This design comes from an exercise in tuning for small area and a short achievable clock period on the open sky130 flow, not from production work. Function was checked by simulation only, so behaviour that the tests miss may differ from the original. Power figures rest on the tool's default switching activity, not on a simulated workload.

### run.sh
#!/bin/bash
# synth_recipe.tcl (not shown) runs the flow's synth.tcl, then flattens the netlist and writes it again
# the make line also repeats each setting of config.mk as NAME=value (left out here)
make -C /OpenROAD-flow-scripts/flow DESIGN_CONFIG=/design/flow/config.mk WORK_HOME=/design/flow/orfs CLKGATE_MAP_FILE= SYNTH_SCRIPT=/design/flow/synth_recipe.tcl finish
### design.v
module fifo_cond #(
parameter		BW=6,	 
parameter [3:0]	LEN=4,
parameter TOL = 1)
(
	input	wire					clk, reset_L,
	input	wire					fifo_wr,
	input	wire [(BW-1):0]			fifo_data_in,
	input	wire					fifo_rd,
	input 	wire [(LEN-1):0]		umbral_bajo,
	input 	wire [(LEN-1):0]		umbral_alto,
	output	reg [(BW-1):0]			fifo_data_out,
	output  reg 					error_output,
	output   						fifo_full,
	output   						fifo_empty,
	output   						fifo_almost_full,
	output   						fifo_almost_empty);
	reg	[(LEN-1):0] rdaddr, wraddr, o_fill;
	reg	[(BW-1):0]	mem	[0:(LEN-1)];
	reg overrun, underrun;
	wire full, empty, almost_full;
	wire [(LEN-1):0] nxtaddr;
	always @(posedge clk)
		if (fifo_wr)
			mem[wraddr] <= fifo_data_in;
	always @(*) begin
		fifo_data_out = 0;
		if (fifo_rd && !empty) begin
			fifo_data_out = mem[rdaddr];
		end
	end
	always @(posedge clk)
		if (~reset_L)
		begin
			wraddr <= 0;
			overrun  <= 0;
		end else if (fifo_wr)
		begin
			if ((!full)||(fifo_rd)) begin
				if (wraddr == LEN-1) begin
					wraddr <=0;
				end else begin
					wraddr <= (wraddr + 1'b1);
				end
				overrun <= 0;
			end
			else
				overrun <= 1'b1;
		end
	always @(posedge clk)
		if (~reset_L)
		begin
			rdaddr <= 0;
			underrun <= 0;
		end else if (fifo_rd)
		begin
			if (!empty) begin
				if (rdaddr == LEN-1)begin
					rdaddr <= 0;
				end else begin
					rdaddr <= rdaddr + 1'b1;
				end
				underrun <= 0;
			end
			else
				underrun <= 1'b1;
		end
	always @(posedge clk) begin
		if (~reset_L)
		begin
			o_fill <= 0;
		end else casez({ fifo_wr, fifo_rd, !full, !empty })
		4'b01?1: o_fill <= o_fill - 1'b1;	 
		4'b101?: o_fill <= o_fill + 1'b1;	 
		4'b1110: o_fill <= o_fill + 1'b1;	 
		default: o_fill <= o_fill;	 
		endcase
	end
	always @(*)begin
		error_output = underrun | overrun;
	end
	assign	nxtaddr = wraddr + 1'b1;
	assign	full  = (o_fill == LEN);
	assign	empty = (o_fill == 0);
	assign  fifo_full = full;
	assign  fifo_empty = empty;
	assign 	almost_empty = (o_fill >= umbral_bajo);
	assign 	fifo_almost_empty = (o_fill <= umbral_bajo);
	assign 	almost_full = (o_fill >= umbral_alto);
	assign 	fifo_almost_full = almost_full;
endmodule
module fifo16_cond #(
parameter		BW=6,	 
parameter [15:0]	LEN=16,
parameter TOL = 1)
(
	input	wire					clk, reset_L,
	input	wire					fifo_wr,
	input	wire [(BW-1):0]			fifo_data_in,
	input	wire					fifo_rd,
	input 	wire [(LEN-1):0]		umbral_bajo,
	input 	wire [(LEN-1):0]		umbral_alto,
	output	reg [(BW-1):0]			fifo_data_out,
	output  reg 					error_output,
	output   						fifo_full,
	output   						fifo_empty,
	output   						fifo_almost_full,
	output   						fifo_almost_empty);
	reg	[(LEN-1):0] rdaddr, wraddr, o_fill;
	reg	[(BW-1):0]	mem	[0:(LEN-1)];
	reg overrun, underrun;
	wire full, empty;
	wire [(LEN-1):0] nxtaddr;
	always @(posedge clk)
		if (fifo_wr)
			mem[wraddr] <= fifo_data_in;
	always @(*) begin
		fifo_data_out = 0;
		if (fifo_rd) begin
			fifo_data_out = mem[rdaddr];
		end
	end
	always @(posedge clk)
		if (~reset_L)
		begin
			wraddr <= 0;
			overrun  <= 0;
		end else if (fifo_wr)
		begin
			if ((!full)||(fifo_rd)) begin
				if (wraddr == LEN-1) begin
					wraddr <=0;
				end else begin
					wraddr <= (wraddr + 1'b1);
				end
				overrun <= 0;
			end
			else
				overrun <= 1'b1;
		end
	always @(posedge clk)
		if (~reset_L)
		begin
			rdaddr <= 0;
			underrun <= 0;
		end else if (fifo_rd)
		begin
			if (!empty) begin
				if (rdaddr == LEN-1)begin
					rdaddr <= 0;
				end else begin
					rdaddr <= rdaddr + 1'b1;
				end
				underrun <= 0;
			end
			else
				underrun <= 1'b1;
		end
	always @(posedge clk) begin
		if (~reset_L)
		begin
			o_fill <= 0;
		end else casez({ fifo_wr, fifo_rd, !full, !empty })
		4'b01?1: o_fill <= o_fill - 1'b1;	 
		4'b101?: o_fill <= o_fill + 1'b1;	 
		4'b1110: o_fill <= o_fill + 1'b1;	 
		default: o_fill <= o_fill;	 
		endcase
	end
	always @(*)begin
		error_output = underrun | overrun;
	end
	assign	nxtaddr = wraddr + 1'b1;
	assign	full  = (o_fill == LEN);
	assign	empty = (o_fill == 0);
	assign  fifo_full = full;
	assign  fifo_empty = empty;
	assign 	fifo_almost_empty = (o_fill <= umbral_bajo);
	assign 	almost_full = (o_fill >= umbral_alto);
	assign 	fifo_almost_full = almost_full;
endmodule
module Main_cond #(
parameter		BW=6,	 
parameter [5:0]	LEN4=4,
parameter TOL = 1)
    (
	input				clk, reset_L,
	input				Main_wr,
	input	 [(BW-1):0]	Main_data_in,
	input				Main_rd,
	input 	[(LEN4-1):0]	UmbralMF_LOW,
	input 	[(LEN4-1):0] UmbralMF_HIGH,
	output	[(BW-1):0]	Main_data_out,
	output  			Main_error_output,
	output   				Main_full,
	output   				Main_empty,
	output   				Main_almost_full,
	output   				Main_almost_empty);
fifo_cond #(.BW(BW), .LEN(LEN4), .TOL(TOL)) Main  (
	 .fifo_data_out			(Main_data_out[(BW-1):0]),
	 .error_output			(Main_error_output),
	 .fifo_full			(Main_full),
	 .fifo_empty			(Main_empty),
	 .fifo_almost_full		(Main_almost_full),
	 .fifo_almost_empty		(Main_almost_empty),
	 .clk				(clk),
	 .reset_L			(reset_L),
	 .fifo_wr			(Main_wr),
	 .umbral_bajo		(UmbralMF_LOW[(LEN4-1):0]),
	 .umbral_alto		(UmbralMF_HIGH[(LEN4-1):0]),
	 .fifo_data_in		(Main_data_in[(BW-1):0]),
	 .fifo_rd			(Main_rd)) ;
endmodule
module VC0_cond #(
parameter		BW=6,	 
parameter [5:0]	LEN16=16,
parameter TOL = 1)
    (
	input				clk, reset_L,
	input				valid_in_vc0,
	input	 [(BW-1):0]	data_in_vc0,
	input				VC0_rd,
	input [(LEN16-1):0] UmbralV0_LOW,
	input [(LEN16-1):0] UmbralV0_HIGH,
	output	[(BW-1):0]	VC0_data_out,
	output  			VC0_error_output,
	output   				VC0_full,
	output   				VC0_empty,
	output   				VC0_almost_full,
	output   				VC0_almost_empty);
fifo16_cond #(.BW(BW), .LEN(LEN16), .TOL(TOL)) VC0  (
	 .fifo_data_out			(VC0_data_out[(BW-1):0]),
	 .error_output			(VC0_error_output),
	 .fifo_full			(VC0_full),
	 .fifo_empty			(VC0_empty),
	 .fifo_almost_full		(VC0_almost_full),
	 .fifo_almost_empty		(VC0_almost_empty),
	 .clk				(clk),
	 .reset_L			(reset_L),
	 .fifo_wr			(valid_in_vc0),
	 .umbral_bajo		(UmbralV0_LOW[(LEN16-1):0]),
	 .umbral_alto		(UmbralV0_HIGH[(LEN16-1):0]),
	 .fifo_data_in			(data_in_vc0[(BW-1):0]),
	 .fifo_rd			(VC0_rd)) ;
endmodule
module VC1_cond #(
parameter		BW=6,	 
parameter [5:0]	LEN16=16,
parameter TOL = 1)
    (
	input				clk, reset_L,
	input				valid_in_vc1,
	input	 [(BW-1):0]	data_in_vc1,
	input				VC1_rd,
	input [(LEN16-1):0] UmbralV1_LOW,
	input [(LEN16-1):0] UmbralV1_HIGH,
	output	[(BW-1):0]	VC1_data_out,
	output  			VC1_error_output,
	output   				VC1_full,
	output   				VC1_empty,
	output   				VC1_almost_full,
	output   				VC1_almost_empty);
fifo16_cond #(.BW(BW), .LEN(LEN16), .TOL(TOL)) VC1  (
	 .fifo_data_out			(VC1_data_out[(BW-1):0]),
	 .error_output			(VC1_error_output),
	 .fifo_full			(VC1_full),
	 .fifo_empty			(VC1_empty),
	 .fifo_almost_full		(VC1_almost_full),
	 .fifo_almost_empty		(VC1_almost_empty),
	 .clk				(clk),
	 .reset_L			(reset_L),
	 .fifo_wr			(valid_in_vc1),
	 .umbral_bajo		(UmbralV1_LOW[(LEN16-1):0]),
	 .umbral_alto		(UmbralV1_HIGH[(LEN16-1):0]),
	 .fifo_data_in			(data_in_vc1[(BW-1):0]),
	 .fifo_rd			(VC1_rd)) ;
endmodule
module D0_cond #(
parameter		BW=6,	 
parameter [5:0]	LEN4=4,
parameter TOL = 1)
    (
	input				clk, reset_L,
	input				D0_wr,
	input	 [(BW-1):0]	D0_data_in,
	input				D0_rd,
	input [(LEN4-1):0] UmbralD0_LOW,
	input [(LEN4-1):0] UmbralD0_HIGH,
	output	[(BW-1):0]	D0_data_out,
	output  			D0_error_output,
	output   				D0_full,
	output   				D0_empty,
	output   				D0_almost_full,
	output   				D0_almost_empty);
fifo_cond #(.BW(BW), .LEN(LEN4), .TOL(TOL)) D0  (
	 .fifo_data_out			(D0_data_out[(BW-1):0]),
	 .error_output			(D0_error_output),
	 .fifo_full			(D0_full),
	 .fifo_empty			(D0_empty),
	 .fifo_almost_full		(D0_almost_full),
	 .fifo_almost_empty		(D0_almost_empty),
	 .clk				(clk),
	 .reset_L			(reset_L),
	 .fifo_wr			(D0_wr),
	 .umbral_bajo		(UmbralD0_LOW[(LEN4-1):0]),
	 .umbral_alto		(UmbralD0_HIGH[(LEN4-1):0]),
	 .fifo_data_in			(D0_data_in[(BW-1):0]),
	 .fifo_rd			(D0_rd)) ;
endmodule
module D1_cond #(
parameter		BW=6,	 
parameter [5:0]	LEN4=4,
parameter TOL = 1)
    (
	input				clk, reset_L,
	input				D1_wr,
	input	 [(BW-1):0]	D1_data_in,
	input				D1_rd,
	input [(LEN4-1):0] UmbralD1_LOW,
	input [(LEN4-1):0] UmbralD1_HIGH,
	output	[(BW-1):0]	D1_data_out,
	output  			D1_error_output,
	output   				D1_full,
	output   				D1_empty,
	output   				D1_almost_full,
	output   				D1_almost_empty);
fifo_cond #(.BW(BW), .LEN(LEN4), .TOL(TOL)) D1  (
	 .fifo_data_out			(D1_data_out[(BW-1):0]),
	 .error_output			(D1_error_output),
	 .fifo_full			(D1_full),
	 .fifo_empty			(D1_empty),
	 .fifo_almost_full		(D1_almost_full),
	 .fifo_almost_empty		(D1_almost_empty),
	 .clk				(clk),
	 .reset_L			(reset_L),
	 .fifo_wr			(D1_wr),
	 .umbral_bajo		(UmbralD1_LOW[(LEN4-1):0]),
	 .umbral_alto		(UmbralD1_HIGH[(LEN4-1):0]),
	 .fifo_data_in			(D1_data_in[(BW-1):0]),
	 .fifo_rd			(D1_rd)) ;
endmodule
module fifo_main_pop_cond (
    input clk,
    input VC0_almost_full,
    input reset_L,
    input VC1_almost_full,
    input Main_almost_empty,
    input [5:0] Main_data_out,
    output reg [5:0] demux_vcid_in,
    output reg demux_vcid_valid_in,
    output reg Main_rd
);
    reg [5:0] data_out_recordar;
    reg demux_vcid_valid_in_recordar;
    reg Main_rd_recordar;
    reg VC0_almost_full_retardado, VC1_almost_full_retardado;
    always @(*) begin
        if ( (!(VC0_almost_full || VC1_almost_full)) && !(Main_almost_empty) ) begin
            data_out_recordar = Main_data_out;
            demux_vcid_valid_in_recordar = 1; 
            Main_rd_recordar = 1;
        end else begin
            data_out_recordar = 0;
            demux_vcid_valid_in_recordar = 0; 
            Main_rd_recordar = 0;
        end
    end
    always @(posedge clk) begin
        if (reset_L == 1) begin
                demux_vcid_in <= data_out_recordar;
                demux_vcid_valid_in <= demux_vcid_valid_in_recordar;
                Main_rd <= Main_rd_recordar; 
            end
        else begin
            demux_vcid_in <= 0;
            demux_vcid_valid_in <= 0;
            Main_rd <= 0; 
        end
    end
endmodule
module pop_delay_vc0_cond(
    input clk,
    input reset_L,
    input D0_full,
    input D1_full,
    input VC0_empty,
    input VC1_empty,
    output reg vc0_delay,
    output reg VC0_rd,
    output reg VC1_rd
);
    reg and_d0d1;
    reg and_vc0_0;
    reg and_vc0_1;
    reg vc0_delay_recordar;
    reg VC0_rd_recordar;
    reg VC1_rd_recordar;
    reg vc0_delay_clk;  
    always @(*) begin
        if (D0_full ||  D1_full) begin
            and_d0d1 = 1;
        end else begin
            and_d0d1 = 0;
        end
    end
    always @(*) begin
        if (!(VC0_empty) && !(and_d0d1)) begin
            and_vc0_0 = 1;
        end else begin
            and_vc0_0 = 0;
        end
    end
    always @(*) begin
        if (VC0_empty && !(and_d0d1) && !(VC1_empty)) begin
            and_vc0_1 = 1;
        end else begin
            and_vc0_1 = 0;
        end
    end
    always @(*) begin
        if(reset_L==1) begin
            if (and_vc0_0 == 1) begin
                vc0_delay = 0;
                VC0_rd = 1;
                VC1_rd = 0;
            end 
            else if (and_vc0_1 && !(and_vc0_0)) begin
                vc0_delay = 1;
                VC0_rd = 0;
                VC1_rd = 1;
            end else begin
                vc0_delay = 0;
                VC0_rd = 0;
                VC1_rd = 0;
            end
        end else begin
            vc0_delay = 0;
            VC0_rd = 0;
            VC1_rd = 0;
        end
    end
endmodule
module mux_cond (  
    input clk,
    input reset_L,
    input vc0_delay,  
    input [5:0] VC0_data_out,
    input VC0_rd,  
    input [5:0] VC1_data_out,
    input VC1_rd,  
    output reg demux_dest_valid_in,
    output reg[5:0] demux_dest_data_in
    );
    reg[5:0] data_out_recordar;
    reg valid_in_recordar;
    always @(*) begin
        if (vc0_delay == 1) begin
            valid_in_recordar = VC1_rd;
            data_out_recordar = VC1_data_out;
        end else begin
            valid_in_recordar = VC0_rd;
            data_out_recordar = VC0_data_out;
        end
    end
    always @(posedge clk) begin
        if (reset_L == 1) begin
            demux_dest_valid_in <= valid_in_recordar;  
            if(valid_in_recordar == 1) begin
                demux_dest_data_in <= data_out_recordar;  
            end
        end else begin
            demux_dest_data_in <= 0;  
            demux_dest_valid_in <= 0;  
        end
    end
endmodule
module demux_vc_id_cond #(  
                            parameter BW = 6
)
    (   input clk,
        input reset_L,
        output reg [BW-1:0] data_in_vc0,
        output reg valid_in_vc0,
        output reg[BW-1:0] data_in_vc1,
        output reg valid_in_vc1,
        input demux_vcid_valid_in,
        input [BW-1:0] demux_vcid_in
    );
    reg [BW-1:0] data_recordar0;
    reg [BW-1:0] data_recordar1;
    reg valid_recordar0;
    reg valid_recordar1;
    wire selector;
    assign selector = demux_vcid_in[5];
    always @(*) begin   
        if (selector == 0 && demux_vcid_valid_in == 1) begin
            data_recordar0 = demux_vcid_in;
            data_recordar1 = 0;
            valid_recordar0 = demux_vcid_valid_in;
            valid_recordar1 = 0;
        end else if (selector == 1 && demux_vcid_valid_in == 1) begin
            data_recordar0 = 0;
            data_recordar1 = demux_vcid_in;
            valid_recordar0 = 0;
            valid_recordar1 = demux_vcid_valid_in;
        end else begin
            data_recordar0 = 0;
            data_recordar1 = 0;
            valid_recordar0 = 0;
            valid_recordar1 = 0;
        end
    end
    always @(posedge clk) begin
        if (reset_L == 1) begin
            if (selector == 0) begin
                data_in_vc0 <= data_recordar0;
                valid_in_vc0 <= valid_recordar0;
                valid_in_vc1 <= 0;  
            end else if (selector == 1) begin
                data_in_vc1 <= data_recordar1;
                valid_in_vc1 <= valid_recordar1;
                valid_in_vc0 <= 0;  
            end
        end else begin
            data_in_vc0 <= 0;
            data_in_vc1 <= 0;
            valid_in_vc0 <= 0;
            valid_in_vc1 <= 0;
        end
    end
endmodule
module demux_dest_cond #(  
        parameter BW = 6
    )
    (   input clk,
        input reset_L,
        output reg [BW-1:0] D0_data_in,
        output reg D0_wr,
        output reg[BW-1:0] D1_data_in,
        output reg D1_wr,
        input demux_dest_valid_in,
        input [BW-1:0] demux_dest_data_in
    );
    reg [BW-1:0] data_recordar0;
    reg [BW-1:0] data_recordar1;
    reg valid_recordar0;
    reg valid_recordar1;
    wire selector;
    assign selector = demux_dest_data_in[4];  
    always @(*) begin   
        if (selector == 0 && demux_dest_valid_in == 1) begin
            data_recordar0 = demux_dest_data_in;
            data_recordar1 = 0;
            valid_recordar0 = demux_dest_valid_in;
            valid_recordar1 = 0;
        end else if (selector == 1 && demux_dest_valid_in == 1) begin
            data_recordar0 = 0;
            data_recordar1 = demux_dest_data_in;
            valid_recordar0 = 0;
            valid_recordar1 = demux_dest_valid_in;
        end else begin
            data_recordar0 = 0;
            data_recordar1 = 0;
            valid_recordar0 = 0;
            valid_recordar1 = 0;
        end
    end
    always @(posedge clk) begin
        if (reset_L == 1) begin
            if (selector == 0) begin
                D0_data_in <= data_recordar0;
                D0_wr <= valid_recordar0;
                D1_wr <= 0;
            end else if (selector == 1) begin
                D1_data_in <= data_recordar1;
                D1_wr <= valid_recordar1;
                D0_wr <= 0;
            end
        end else begin
            D0_data_in <= 0;
            D1_data_in <= 0;
            D0_wr <= 0;
            D1_wr <= 0;
        end
    end
endmodule
module maquina_estados_cond
   ( 
    input clk,
    input init,
    input [3:0] UmbralesMFs_HIGH,
    input [3:0] UmbralesMFs_LOW,
    input [31:0] UmbralesVCs_HIGH,
    input [31:0] UmbralesVCs_LOW,
    input [7:0] UmbralesDs_HIGH,
    input [7:0] UmbralesDs_LOW,
	input reset_L,
	input [4:0] FIFO_EMPTIES,
    input [4:0] FIFO_ERRORS,
	output reg error_out,
    output reg active_out,
    output reg idle_out,
    output reg [3:0] UmbralMF_HIGH,
    output reg [3:0] UmbralMF_LOW,
    output reg [15:0] UmbralV0_HIGH,
    output reg [15:0] UmbralV0_LOW,
    output reg [15:0] UmbralV1_HIGH,
    output reg [15:0] UmbralV1_LOW,
    output reg [3:0] UmbralD0_HIGH,
    output reg [3:0] UmbralD0_LOW,
    output reg [3:0] UmbralD1_HIGH,
    output reg [3:0] UmbralD1_LOW,
    output reg [4:0] error_full);
reg [2:0] estado;
reg [2:0] estado_prox;
reg [3:0] UmbralMF_HIGH_intern;
reg [3:0] UmbralMF_LOW_intern;
reg [15:0] UmbralV0_HIGH_intern;
reg [15:0] UmbralV0_LOW_intern;
reg [15:0] UmbralV1_HIGH_intern;
reg [15:0] UmbralV1_LOW_intern;
reg [3:0] UmbralD0_HIGH_intern;
reg [3:0] UmbralD0_LOW_intern;
reg [3:0] UmbralD1_HIGH_intern;
reg [3:0] UmbralD1_LOW_intern;
parameter RESET_L = 0;
parameter INIT = 1;
parameter IDLE = 2;
parameter ACTIVE = 3;
parameter ERROR = 4;
always @(posedge clk) begin
    if(reset_L==0) begin
        estado <= RESET_L;
    end
    else begin 
        estado<=estado_prox;
    end
end
always @(*) begin
    estado_prox=estado;
    error_out=0;
    active_out=0;
    idle_out=0;
    error_full=0;
    UmbralMF_HIGH_intern=UmbralesMFs_HIGH;
    UmbralMF_LOW_intern=UmbralesMFs_LOW;
    UmbralV0_HIGH_intern=UmbralesVCs_HIGH[31:16];
    UmbralV0_LOW_intern=UmbralesVCs_LOW[31:16];
    UmbralV1_HIGH_intern=UmbralesVCs_HIGH[15:0];
    UmbralV1_LOW_intern=UmbralesVCs_LOW[15:0];
    UmbralD0_HIGH_intern=UmbralesDs_HIGH[7:4];
    UmbralD0_LOW_intern=UmbralesDs_LOW[7:4];
    UmbralD1_HIGH_intern=UmbralesDs_HIGH[3:0];
    UmbralD1_LOW_intern=UmbralesDs_LOW[3:0];
    if(reset_L==0)begin
    UmbralMF_HIGH=0;
    UmbralMF_LOW=0;
    UmbralV0_HIGH=0;
    UmbralV0_LOW=0;
    UmbralV1_HIGH=0;
    UmbralV1_LOW=0;
    UmbralD0_HIGH=0;
    UmbralD0_LOW=0;
    UmbralD1_HIGH=0;
    UmbralD1_LOW=0;
    end else begin
    UmbralMF_HIGH=UmbralMF_HIGH_intern;
    UmbralMF_LOW=UmbralMF_LOW_intern;
    UmbralV0_HIGH=UmbralV0_HIGH_intern;
    UmbralV0_LOW=UmbralV0_LOW_intern;
    UmbralV1_HIGH=UmbralV1_HIGH_intern;
    UmbralV1_LOW=UmbralV1_LOW_intern;
    UmbralD0_HIGH=UmbralD0_HIGH_intern;
    UmbralD0_LOW=UmbralD0_LOW_intern;
    UmbralD1_HIGH=UmbralD1_HIGH_intern;
    UmbralD1_LOW=UmbralD1_LOW_intern;
    end
    case (estado)
        RESET_L: begin
            active_out=0;
            error_out=0;
            idle_out=0;
            error_full=0;
            UmbralMF_HIGH=0;
            UmbralMF_LOW=0;
            UmbralV0_HIGH=0;
            UmbralV0_LOW=0;
            UmbralV1_HIGH=0;
            UmbralV1_LOW=0;
            UmbralD0_HIGH=0;
            UmbralD0_LOW=0;
            UmbralD1_HIGH=0;
            UmbralD1_LOW=0;
            if(reset_L==0)begin
                if(init==1)
                estado_prox=INIT;
            end else
                estado_prox=INIT;
        end
        INIT: begin
            error_out=0;
            idle_out=0;
            active_out=0;
            error_full=0;
            UmbralMF_HIGH_intern=UmbralesMFs_HIGH;
            UmbralMF_LOW_intern=UmbralesMFs_LOW;
            UmbralV0_HIGH_intern=UmbralesVCs_HIGH[31:16];
            UmbralV0_LOW_intern=UmbralesVCs_LOW[31:16];
            UmbralV1_HIGH_intern=UmbralesVCs_HIGH[15:0];
            UmbralV1_LOW_intern=UmbralesVCs_LOW[15:0];
            UmbralD0_HIGH_intern=UmbralesDs_HIGH[7:4];
            UmbralD0_LOW_intern=UmbralesDs_LOW[7:4];
            UmbralD1_HIGH_intern=UmbralesDs_HIGH[3:0];
            UmbralD1_LOW_intern=UmbralesDs_LOW[3:0];
            if(reset_L==0)
                estado_prox=RESET_L;
            else if(init==1)
                estado_prox=INIT;
            else if(FIFO_ERRORS!=5'b000000)
                estado_prox=ERROR;
            else if(FIFO_EMPTIES==5'b11111)
                estado_prox= IDLE;
            else if(FIFO_EMPTIES!=5'b11111)
                estado_prox= ACTIVE;    
            else
                estado_prox = IDLE;
        end
        IDLE: begin
            error_out=0;
            idle_out=1;
            active_out=0;
            error_full=0;
            if(reset_L==0)
                estado_prox=RESET_L;
            else if(FIFO_ERRORS!=5'b00000)
                estado_prox=ERROR;
            else if(FIFO_EMPTIES!=5'b11111)
                estado_prox=ACTIVE;
            else
                estado_prox=IDLE;
        end
        ERROR: begin
            idle_out=0;
            error_out=1;
            active_out=0;
            error_full= FIFO_ERRORS;
            if(reset_L==0)
                estado_prox=RESET_L;
            else 
                estado_prox=ERROR;
        end
        ACTIVE: begin
            error_out=0;
            idle_out=0;
            active_out=1;
            if(reset_L==0)
                estado_prox=RESET_L;
            else if(init==1)
                estado_prox=INIT;
            else if(FIFO_ERRORS!=5'b00000)
                estado_prox=ERROR;
            else if(FIFO_EMPTIES==5'b11111)
                estado_prox= IDLE;
            else
                estado_prox=ACTIVE;
        end
    endcase
end
endmodule
module interconnect_cond (
    input clk,
    input reset_L,
    input Main_wr,
    input [(BW-1):0] Main_data_in,
    input D0_rd,
    input D1_rd,
    output [(BW-1):0] D0_data_out,
    output [(BW-1):0] D1_data_out,
    output Main_error_output,
    output Main_empty,
	output Main_full,
	input [(LEN4-1):0] UmbralMF_HIGH,
	input [(LEN4-1):0] UmbralMF_LOW,
    output VC0_error_output,
    output VC0_empty,
	input [(LEN16-1):0] UmbralV0_HIGH,
	input [(LEN16-1):0] UmbralV0_LOW,
    output VC1_error_output,
    output VC1_empty,
	input [(LEN16-1):0] UmbralV1_HIGH,
	input [(LEN16-1):0] UmbralV1_LOW,
    output D0_error_output,
    output D0_empty,
	input [(LEN4-1):0] UmbralD0_LOW,
	input [(LEN4-1):0] UmbralD0_HIGH,
    output D1_error_output,
    output D1_empty,
	input [(LEN4-1):0] UmbralD1_LOW,
	input [(LEN4-1):0] UmbralD1_HIGH
);
	parameter LEN4 = 4;
	parameter LEN16 = 16;
    parameter BW=6;
    wire		D0_almost_empty;	 
    wire		D0_almost_full;		 
    wire [BW-1:0]	D0_data_in;		 
    wire		D0_full;		 
    wire		D0_wr;			 
    wire		D1_almost_empty;	 
    wire		D1_almost_full;		 
    wire [BW-1:0]	D1_data_in;		 
    wire		D1_full;		 
    wire		D1_wr;			 
    wire		Main_almost_empty;	 
    wire		Main_almost_full;	 
    wire [(BW-1):0]	Main_data_out;		 
    wire		Main_rd;		 
    wire		VC0_almost_empty;	 
    wire		VC0_almost_full;	 
    wire [(BW-1):0]	VC0_data_out;		 
    wire		VC0_full;		 
    wire		VC0_rd;			 
    wire		VC1_almost_empty;	 
    wire		VC1_almost_full;	 
    wire [(BW-1):0]	VC1_data_out;		 
    wire		VC1_full;		 
    wire		VC1_rd;			 
    wire [BW-1:0]	data_in_vc0;		 
    wire [BW-1:0]	data_in_vc1;		 
    wire [5:0]		demux_dest_data_in;	 
    wire		demux_dest_valid_in;	 
    wire [5:0]		demux_vcid_in;		 
    wire		demux_vcid_valid_in;	 
    wire		valid_in_vc0;		 
    wire		valid_in_vc1;		 
    wire		vc0_delay;		 
    Main_cond f_main( 
		.Main_data_out		(Main_data_out[(BW-1):0]),
		.Main_error_output	(Main_error_output),
		.Main_full		(Main_full),
		.Main_empty		(Main_empty),
		.Main_almost_full	(Main_almost_full),
		.Main_almost_empty	(Main_almost_empty),
		.clk			(clk),
		.reset_L		(reset_L),
		.Main_wr		(Main_wr),
		.Main_data_in		(Main_data_in[(BW-1):0]),
		.Main_rd		(Main_rd),
		.UmbralMF_LOW	(UmbralMF_LOW[(LEN4-1):0]),
		.UmbralMF_HIGH	(UmbralMF_HIGH[(LEN4-1):0]));
    fifo_main_pop_cond pop_main( 
			   .demux_vcid_in	(demux_vcid_in[5:0]),
			   .demux_vcid_valid_in	(demux_vcid_valid_in),
			   .Main_rd		(Main_rd),
			   .clk			(clk),
			   .VC0_almost_full	(VC0_almost_full),
			   .reset_L		(reset_L),
			   .VC1_almost_full	(VC1_almost_full),
			   .Main_almost_empty		(Main_almost_empty),
			   .Main_data_out	(Main_data_out[5:0]));
    demux_vc_id_cond d_vcid( 
		       .data_in_vc0	(data_in_vc0[BW-1:0]),
		       .valid_in_vc0	(valid_in_vc0),
		       .data_in_vc1	(data_in_vc1[BW-1:0]),
		       .valid_in_vc1	(valid_in_vc1),
		       .clk		(clk),
		       .reset_L		(reset_L),
		       .demux_vcid_valid_in(demux_vcid_valid_in),
		       .demux_vcid_in	(Main_data_out[(BW-1):0]));
    VC0_cond f_vc0( 
	      .VC0_data_out		(VC0_data_out[(BW-1):0]),
	      .VC0_error_output		(VC0_error_output),
	      .VC0_full			(VC0_full),
	      .VC0_empty		(VC0_empty),
	      .VC0_almost_full		(VC0_almost_full),
	      .VC0_almost_empty		(VC0_almost_empty),
	      .clk			(clk),
	      .reset_L			(reset_L),
	      .valid_in_vc0		(valid_in_vc0),
	      .data_in_vc0		(data_in_vc0[(BW-1):0]),
	      .VC0_rd			(VC0_rd),
	      .UmbralV0_LOW	(UmbralV0_LOW[(LEN16-1):0]),
	      .UmbralV0_HIGH	(UmbralV0_HIGH[(LEN16-1):0]));
    VC1_cond f_vc1( 
	      .VC1_data_out		(VC1_data_out[(BW-1):0]),
	      .VC1_error_output		(VC1_error_output),
	      .VC1_full			(VC1_full),
	      .VC1_empty		(VC1_empty),
	      .VC1_almost_full		(VC1_almost_full),
	      .VC1_almost_empty		(VC1_almost_empty),
	      .clk			(clk),
	      .reset_L			(reset_L),
	      .valid_in_vc1		(valid_in_vc1),
	      .data_in_vc1		(data_in_vc1[(BW-1):0]),
	      .VC1_rd			(VC1_rd),
	      .UmbralV1_LOW	(UmbralV1_LOW[(LEN16-1):0]),
	      .UmbralV1_HIGH	(UmbralV1_HIGH[(LEN16-1):0]));
    pop_delay_vc0_cond pop_vc0( 
			  .vc0_delay		(vc0_delay),
			  .VC0_rd		(VC0_rd),
			  .VC1_rd		(VC1_rd),
			  .clk			(clk),
			  .reset_L		(reset_L),
			  .D0_full		(D0_almost_full),
			  .D1_full		(D1_almost_full),
			  .VC0_empty		(VC0_empty),
			  .VC1_empty		(VC1_empty));
    mux_cond mux1( 
	     .demux_dest_valid_in	(demux_dest_valid_in),
	     .demux_dest_data_in	(demux_dest_data_in[5:0]),
	     .clk			(clk),
	     .reset_L			(reset_L),
	     .vc0_delay			(vc0_delay),
	     .VC0_data_out		(VC0_data_out[5:0]),
	     .VC0_rd			(VC0_rd),
	     .VC1_data_out		(VC1_data_out[5:0]),
	     .VC1_rd			(VC1_rd));
	demux_dest_cond d_dest( 
			  .D0_data_in		(D0_data_in[BW-1:0]),
			  .D0_wr		(D0_wr),
			  .D1_data_in		(D1_data_in[BW-1:0]),
			  .D1_wr		(D1_wr),
			  .clk			(clk),
			  .reset_L		(reset_L),
			  .demux_dest_valid_in	(demux_dest_valid_in),
			  .demux_dest_data_in	(demux_dest_data_in[BW-1:0]));
    D0_cond f_d0( 
	    .D0_data_out		(D0_data_out[(BW-1):0]),
	    .D0_error_output		(D0_error_output),
	    .D0_full			(D0_full),
	    .D0_empty			(D0_empty),
	    .D0_almost_full		(D0_almost_full),
	    .D0_almost_empty		(D0_almost_empty),
	    .clk			(clk),
	    .reset_L			(reset_L),
	    .D0_wr			(D0_wr),
	    .D0_data_in			(D0_data_in[(BW-1):0]),
	    .D0_rd			(D0_rd),
	    .UmbralD0_LOW		(UmbralD0_LOW[(LEN4-1):0]),
	    .UmbralD0_HIGH		(UmbralD0_HIGH[(LEN4-1):0]));
    D1_cond f_d1( 
	    .D1_data_out		(D1_data_out[(BW-1):0]),
	    .D1_error_output		(D1_error_output),
	    .D1_full			(D1_full),
	    .D1_empty			(D1_empty),
	    .D1_almost_full		(D1_almost_full),
	    .D1_almost_empty		(D1_almost_empty),
	    .clk			(clk),
	    .reset_L			(reset_L),
	    .D1_wr			(D1_wr),
	    .D1_data_in			(D1_data_in[(BW-1):0]),
	    .D1_rd			(D1_rd),
	    .UmbralD1_LOW		(UmbralD1_LOW[(LEN4-1):0]),
	    .UmbralD1_HIGH		(UmbralD1_HIGH[(LEN4-1):0]));
endmodule
module Modulo_cond (    
    input clk,
    input reset_L,
    input Main_wr,
    input [(BW-1):0] Main_data_in,
    input D0_rd,
    input D1_rd,
    output [(BW-1):0] D0_data_out,
    output [(BW-1):0] D1_data_out,
    input init,
    input [3:0] UmbralesMFs_HIGH,
    input [3:0] UmbralesMFs_LOW,
    input [31:0] UmbralesVCs_HIGH,
    input [31:0] UmbralesVCs_LOW,
    input [7:0] UmbralesDs_HIGH,
    input [7:0] UmbralesDs_LOW,
    output error_out,
    output active_out,
    output idle_out,
	output D0_empty,
	output D0_error_output,
	output D1_empty,
	output D1_error_output,
	output Main_full,
    output [4:0] error_full);
    parameter BW=6;
	parameter LEN4=4;
	parameter LEN16=16;
	wire [4:0] FIFO_EMPTIES;
	wire [4:0] FIFO_ERRORS;
	wire [(LEN4-1):0] UmbralMF_HIGH;
	wire [(LEN4-1):0] UmbralMF_LOW;
	wire [(LEN16-1):0] UmbralV0_HIGH;
	wire [(LEN16-1):0] UmbralV0_LOW;
	wire [(LEN16-1):0] UmbralV1_HIGH;
	wire [(LEN16-1):0] UmbralV1_LOW;
	wire [(LEN4-1):0] UmbralD0_HIGH;
	wire [(LEN4-1):0] UmbralD0_LOW;
	wire [(LEN4-1):0] UmbralD1_HIGH;
	wire [(LEN4-1):0] UmbralD1_LOW;
	wire Main_empty, Main_error_output;
	wire VC0_empty, VC0_error_output;
	wire VC1_empty, VC1_error_output;
	assign	FIFO_EMPTIES[0] = Main_empty;
	assign	FIFO_ERRORS[0] = Main_error_output;
	assign	FIFO_EMPTIES[1] = VC0_empty;
	assign	FIFO_ERRORS[1] = VC0_error_output;
	assign	FIFO_EMPTIES[2] = VC1_empty;
	assign	FIFO_ERRORS[2] = VC1_error_output;
	assign	FIFO_EMPTIES[3] = D0_empty;
	assign	FIFO_ERRORS[3] = D0_error_output;
	assign	FIFO_EMPTIES[4] = D1_empty;
	assign	FIFO_ERRORS[4] = D1_error_output;
interconnect_cond intern0(
		     .D0_data_out	(D0_data_out[(BW-1):0]),
		     .D1_data_out	(D1_data_out[(BW-1):0]),
		     .Main_error_output	(Main_error_output),
		     .Main_empty	(Main_empty),
		     .Main_full		(Main_full),
		     .VC0_error_output	(VC0_error_output),
		     .VC0_empty		(VC0_empty),
		     .VC1_error_output	(VC1_error_output),
		     .VC1_empty		(VC1_empty),
		     .D0_error_output	(D0_error_output),
		     .D0_empty		(D0_empty),
		     .D1_error_output	(D1_error_output),
		     .D1_empty		(D1_empty),
		     .clk		(clk),
		     .reset_L		(reset_L),
		     .Main_wr		(Main_wr),
		     .Main_data_in	(Main_data_in[(BW-1):0]),
		     .D0_rd		(D0_rd),
		     .D1_rd		(D1_rd),
		     .UmbralMF_HIGH(UmbralMF_HIGH[(LEN4-1):0]),
		     .UmbralMF_LOW	(UmbralMF_LOW[(LEN4-1):0]),
		     .UmbralV0_HIGH(UmbralV0_HIGH[(LEN16-1):0]),
		     .UmbralV0_LOW	(UmbralV0_LOW[(LEN16-1):0]),
		     .UmbralV1_HIGH(UmbralV1_HIGH[(LEN16-1):0]),
		     .UmbralV1_LOW	(UmbralV1_LOW[(LEN16-1):0]),
		     .UmbralD0_LOW	(UmbralD0_LOW[(LEN4-1):0]),
		     .UmbralD0_HIGH(UmbralD0_HIGH[(LEN4-1):0]),
		     .UmbralD1_LOW	(UmbralD1_LOW[(LEN4-1):0]),
		     .UmbralD1_HIGH(UmbralD1_HIGH[(LEN4-1):0]));
maquina_estados_cond maquina(
			     .error_out	(error_out),
			     .active_out	(active_out),
			     .idle_out	(idle_out),
			     .UmbralMF_HIGH(UmbralMF_HIGH[(LEN4-1):0]),
			     .UmbralMF_LOW	(UmbralMF_LOW[(LEN4-1):0]),
			     .UmbralV0_HIGH(UmbralV0_HIGH[(LEN16-1):0]),
			     .UmbralV0_LOW	(UmbralV0_LOW[(LEN16-1):0]),
			     .UmbralV1_HIGH(UmbralV1_HIGH[(LEN16-1):0]),
			     .UmbralV1_LOW	(UmbralV1_LOW[(LEN16-1):0]),
			     .UmbralD0_HIGH(UmbralD0_HIGH[(LEN4-1):0]),
			     .UmbralD0_LOW	(UmbralD0_LOW[(LEN4-1):0]),
			     .UmbralD1_HIGH(UmbralD1_HIGH[(LEN4-1):0]),
			     .UmbralD1_LOW	(UmbralD1_LOW[(LEN4-1):0]),
			     .error_full	(error_full[4:0]),
			     .clk		(clk),
			     .init		(init),
			     .UmbralesMFs_HIGH	(UmbralesMFs_HIGH[3:0]),
			     .UmbralesMFs_LOW	(UmbralesMFs_LOW[3:0]),
			     .UmbralesVCs_HIGH	(UmbralesVCs_HIGH[31:0]),
			     .UmbralesVCs_LOW	(UmbralesVCs_LOW[31:0]),
			     .UmbralesDs_HIGH	(UmbralesDs_HIGH[7:0]),
			     .UmbralesDs_LOW	(UmbralesDs_LOW[7:0]),
			     .reset_L		(reset_L),
			     .FIFO_EMPTIES	(FIFO_EMPTIES[4:0]),
			     .FIFO_ERRORS	(FIFO_ERRORS[4:0]));
endmodule
### config.mk
export PLATFORM = sky130hd
export DESIGN_NAME = Modulo_cond
export DESIGN_NICKNAME = Modulo_cond
export VERILOG_FILES = /design/flow/design.v
export SDC_FILE = /design/flow/constraint.sdc
export NUM_CORES = 4
export LEC_CHECK = 0
export CAP_MARGIN = 20
export CORE_MARGIN = 2
export CORE_UTILIZATION = 40
export SLEW_MARGIN = 20
### constraint.sdc
create_clock -name core_clock -period 5.0 [get_ports {clk}]
set_input_delay 1.0000 -clock core_clock [delete_from_list [all_inputs] [get_ports {clk}]]
set_output_delay 1.0000 -clock core_clock [all_outputs]
set_load 0.01 [all_outputs]
**Metal layers overlaid**

Bar = 50 um.
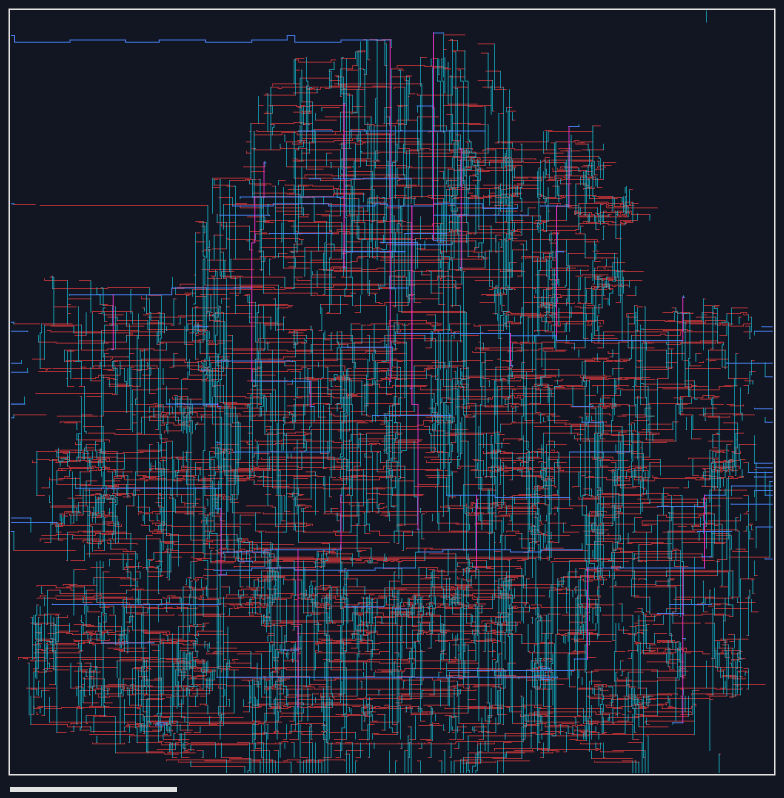
Key: met3 = blue [wire length 1,480 um]; met2 = cyan [wire length 20.3 mm]; met4 = magenta [wire length 722 um]; met1 = red [wire length 19,700 um]

**Worst path highlighted**

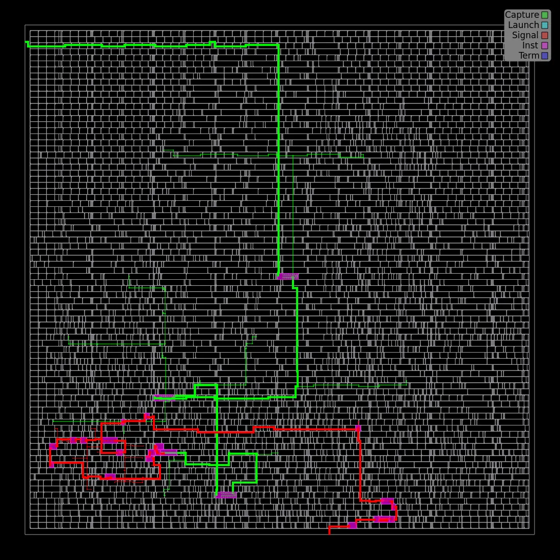
Final TNS setup: 0 ps
PnR worst setup slack: 327.5 ps
final core utilization: 0.4737

**The metal 1 layer**

Supply wires on this layer in gray.
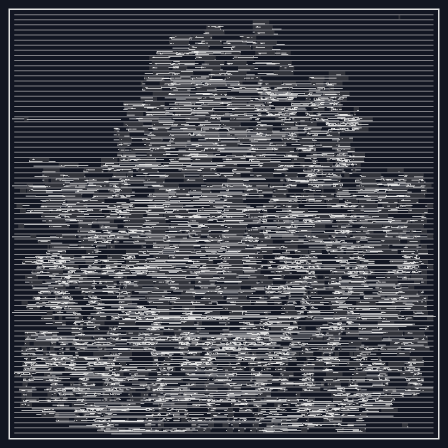
The layer holds 47% of the routed length. The layer carries 19,700 um of wire. The longest straight run is 73.1 um. The wires run mostly horizontal.

==> out/summary.json <==
{
  "worstSetupPathType": {"value": "in -> reg"},
  "static-leakage-power": {"value": 8.721, "unit": "nW"},
  "tritoncts_clock_tree": {"value": "yes"},
  "postCtsSetupRepairBufs": {"value": 0},
  "worstHoldPathCells": {"value": 1},
  "synth_top_cell_area_share": {"value": 0.3643},
  "holdPathEnd": {"value": "intern0.f_vc1.VC1.underrun$_SDFFE_PN0N_"},
  "antenna_found_initial": {"value": 1},
  "global_route.overflow_total": {"value": 0},
  "clock_tree.buffer_depth": {"value": 3},
  "detailed_route_wire_length_per_cell": {"value": 16.90, "unit": "um"},
  "comb_power_share": {"value": 0.350},
  "synth_ff_type": {"value": "sky130_fd_sc_hd__edfxtp_1"},
  "standard_cell_with_the_maximum_stage_delay_on_the_critical_path": {"value": "sky130_fd_sc_hd__fa_1"},
  "cts-hold-fix-buffers": {"value": 0},
  "status": {"value": "timing/DRC/antenna clean"},
  "max_slew.worst_pin.slew": {"value": 1031, "unit": "ps"},
  "layout.sequential_cells": {"value": 437},
  "detail_route.first_pass.iterations": {"value": 7},
  "preCtsSetupSlack": {"value": -427.3, "unit": "ps"},
  "post_synth_main_area_contributors": {"value": "sky130_fd_sc_hd__edfxtp_1, sky130_fd_sc_hd__dfxtp_1, sky130_fd_sc_hd__mux4_2"},
  "area_of_the_multi_input_gates": {"value": 8586, "unit": "um2"},
  "totalWireLength": {"value": 42160, "unit": "um"},
  "path_max_fanout": {"value": 7},
  "ant_nets": {"value": 0},
  "worstReg2RegEnd": {"value": "intern0.f_vc0.VC0.o_fill[14]$_SDFFE_PN0P_"},
  "clkCellAreaFrac": {"value": 0.06457},
  "clk_buf_instances": {"value": 61},
  "dp_hpwl": {"value": 29620, "unit": "um"},
  "n_all_buffers": {"value": 148},
  "endpoint": {"value": "intern0.f_vc0.VC0.o_fill[14]$_SDFFE_PN0P_"},
  "setup.reg_to_reg.worst_slack": {"value": 380, "unit": "ps"},
  "max-slew-margin-rel": {"value": 0.3122},
  "synth.yosys.seq_area_share": {"value": 0.5564},
  "initial_utilization": {"value": 0.4034},
  "yosys_warnings": {"value": 10},
  "period_share": {"value": 0.9345},
  "leading_post_synthesis_cells_by_instance_count": {"value": "sky130_fd_sc_hd__edfxtp_1, sky130_fd_sc_hd__dfxtp_1, sky130_fd_sc_hd__nand2_1, sky130_fd_sc_hd__nor2_1, sky130_fd_sc_hd__ha_1"},
  "grt_pass1_vias": {"value": 12710},
  "io-pin-count": {"value": 125},
  "critical_path.startpoint": {"value": "UmbralesDs_HIGH[0]"},
  "final.signal_inverter_count": {"value": 44},
  "worstSkewPairLatency": {"value": 570, "unit": "ps"},
  "final-instance-count-excl-fill": {"value": 2494},
  "drc": {"value": 0},
  "htree_num_levels": {"value": 2},
  "area_share_nonclk_buffers": {"value": 0.05530}
}
==> power groups by stage <==
stage | clock [W] | combinational (W) | sequential (W)
floorplan | 0 | 0.00301 | 0.00429
global placement | 0 | 0.00413 | 0.00444
detailed placement | 0 | 0.00419 | 0.00445
CTS | 0.00355 | 0.00421 | 0.00437
global route | 0.00368 | 0.00468 | 0.00442
finish | 0.00344 | 0.00421 | 0.00437
==> layer usage <==
layer,wire length [um],GRT usage
met1,19690,0.2176
met3,1480,0.02738
met2,20270,0.2735
met5,0,0
met4,722,0.04044
==> kinds of logic (layout without fill, tap and decap cells) <==
kind of cell,count (synthesis),after routing,share of synthesized area
AO/OA/AOI/OAI,190,191,0.06252
flip-flops,437,437,0.5564
XOR/XNOR,98,98,0.04267
multiplexers,107,107,0.09816
buffers and inverters,99,278,0.01959
AND/OR/NAND/NOR,600,600,0.1515
other,1,3,0.0001864
adder cells (fa/ha/maj),108,108,0.06905
==> flip-flops by register name (all words and copies together) (netlist names), 20 cells and up, named ones only <==
register / count
intern0.f_vc0.VC0.mem: 80
intern0.f_main.Main.mem: 24
intern0.f_d0.D0.mem: 20
intern0.f_d1.D1.mem: 24
intern0.f_vc1.VC1.mem: 96

## re-timing with driven ports
The flow's constraints put no driver on any port. The routed layout listed below was extracted and timed again, unchanged, in two steps.
Step 1: set_driving_cell puts a clkbuf_16 on clk and a buf_2 on each other input, an assumption about the parent block.
Step 2 times the ports against the registers' clock, not the clock port: input delays grow and output delays shrink by t, the midpoint of the rising clock arrivals with the driver on.
a / b / c = ideal / step 1 / step 2; a / b = the first two.
t (ns): 0.623
setup WS [ns]: 0.328 / 0.358 / -0.264
slew at the worst register clock pin (ns): 0.06 / 0.06
With both steps, setup timing fails in this run, where it was met with ideal ports. For this run, drivers alone change the setup slack by +0.030 ns; drivers and shift together by -0.592 ns.
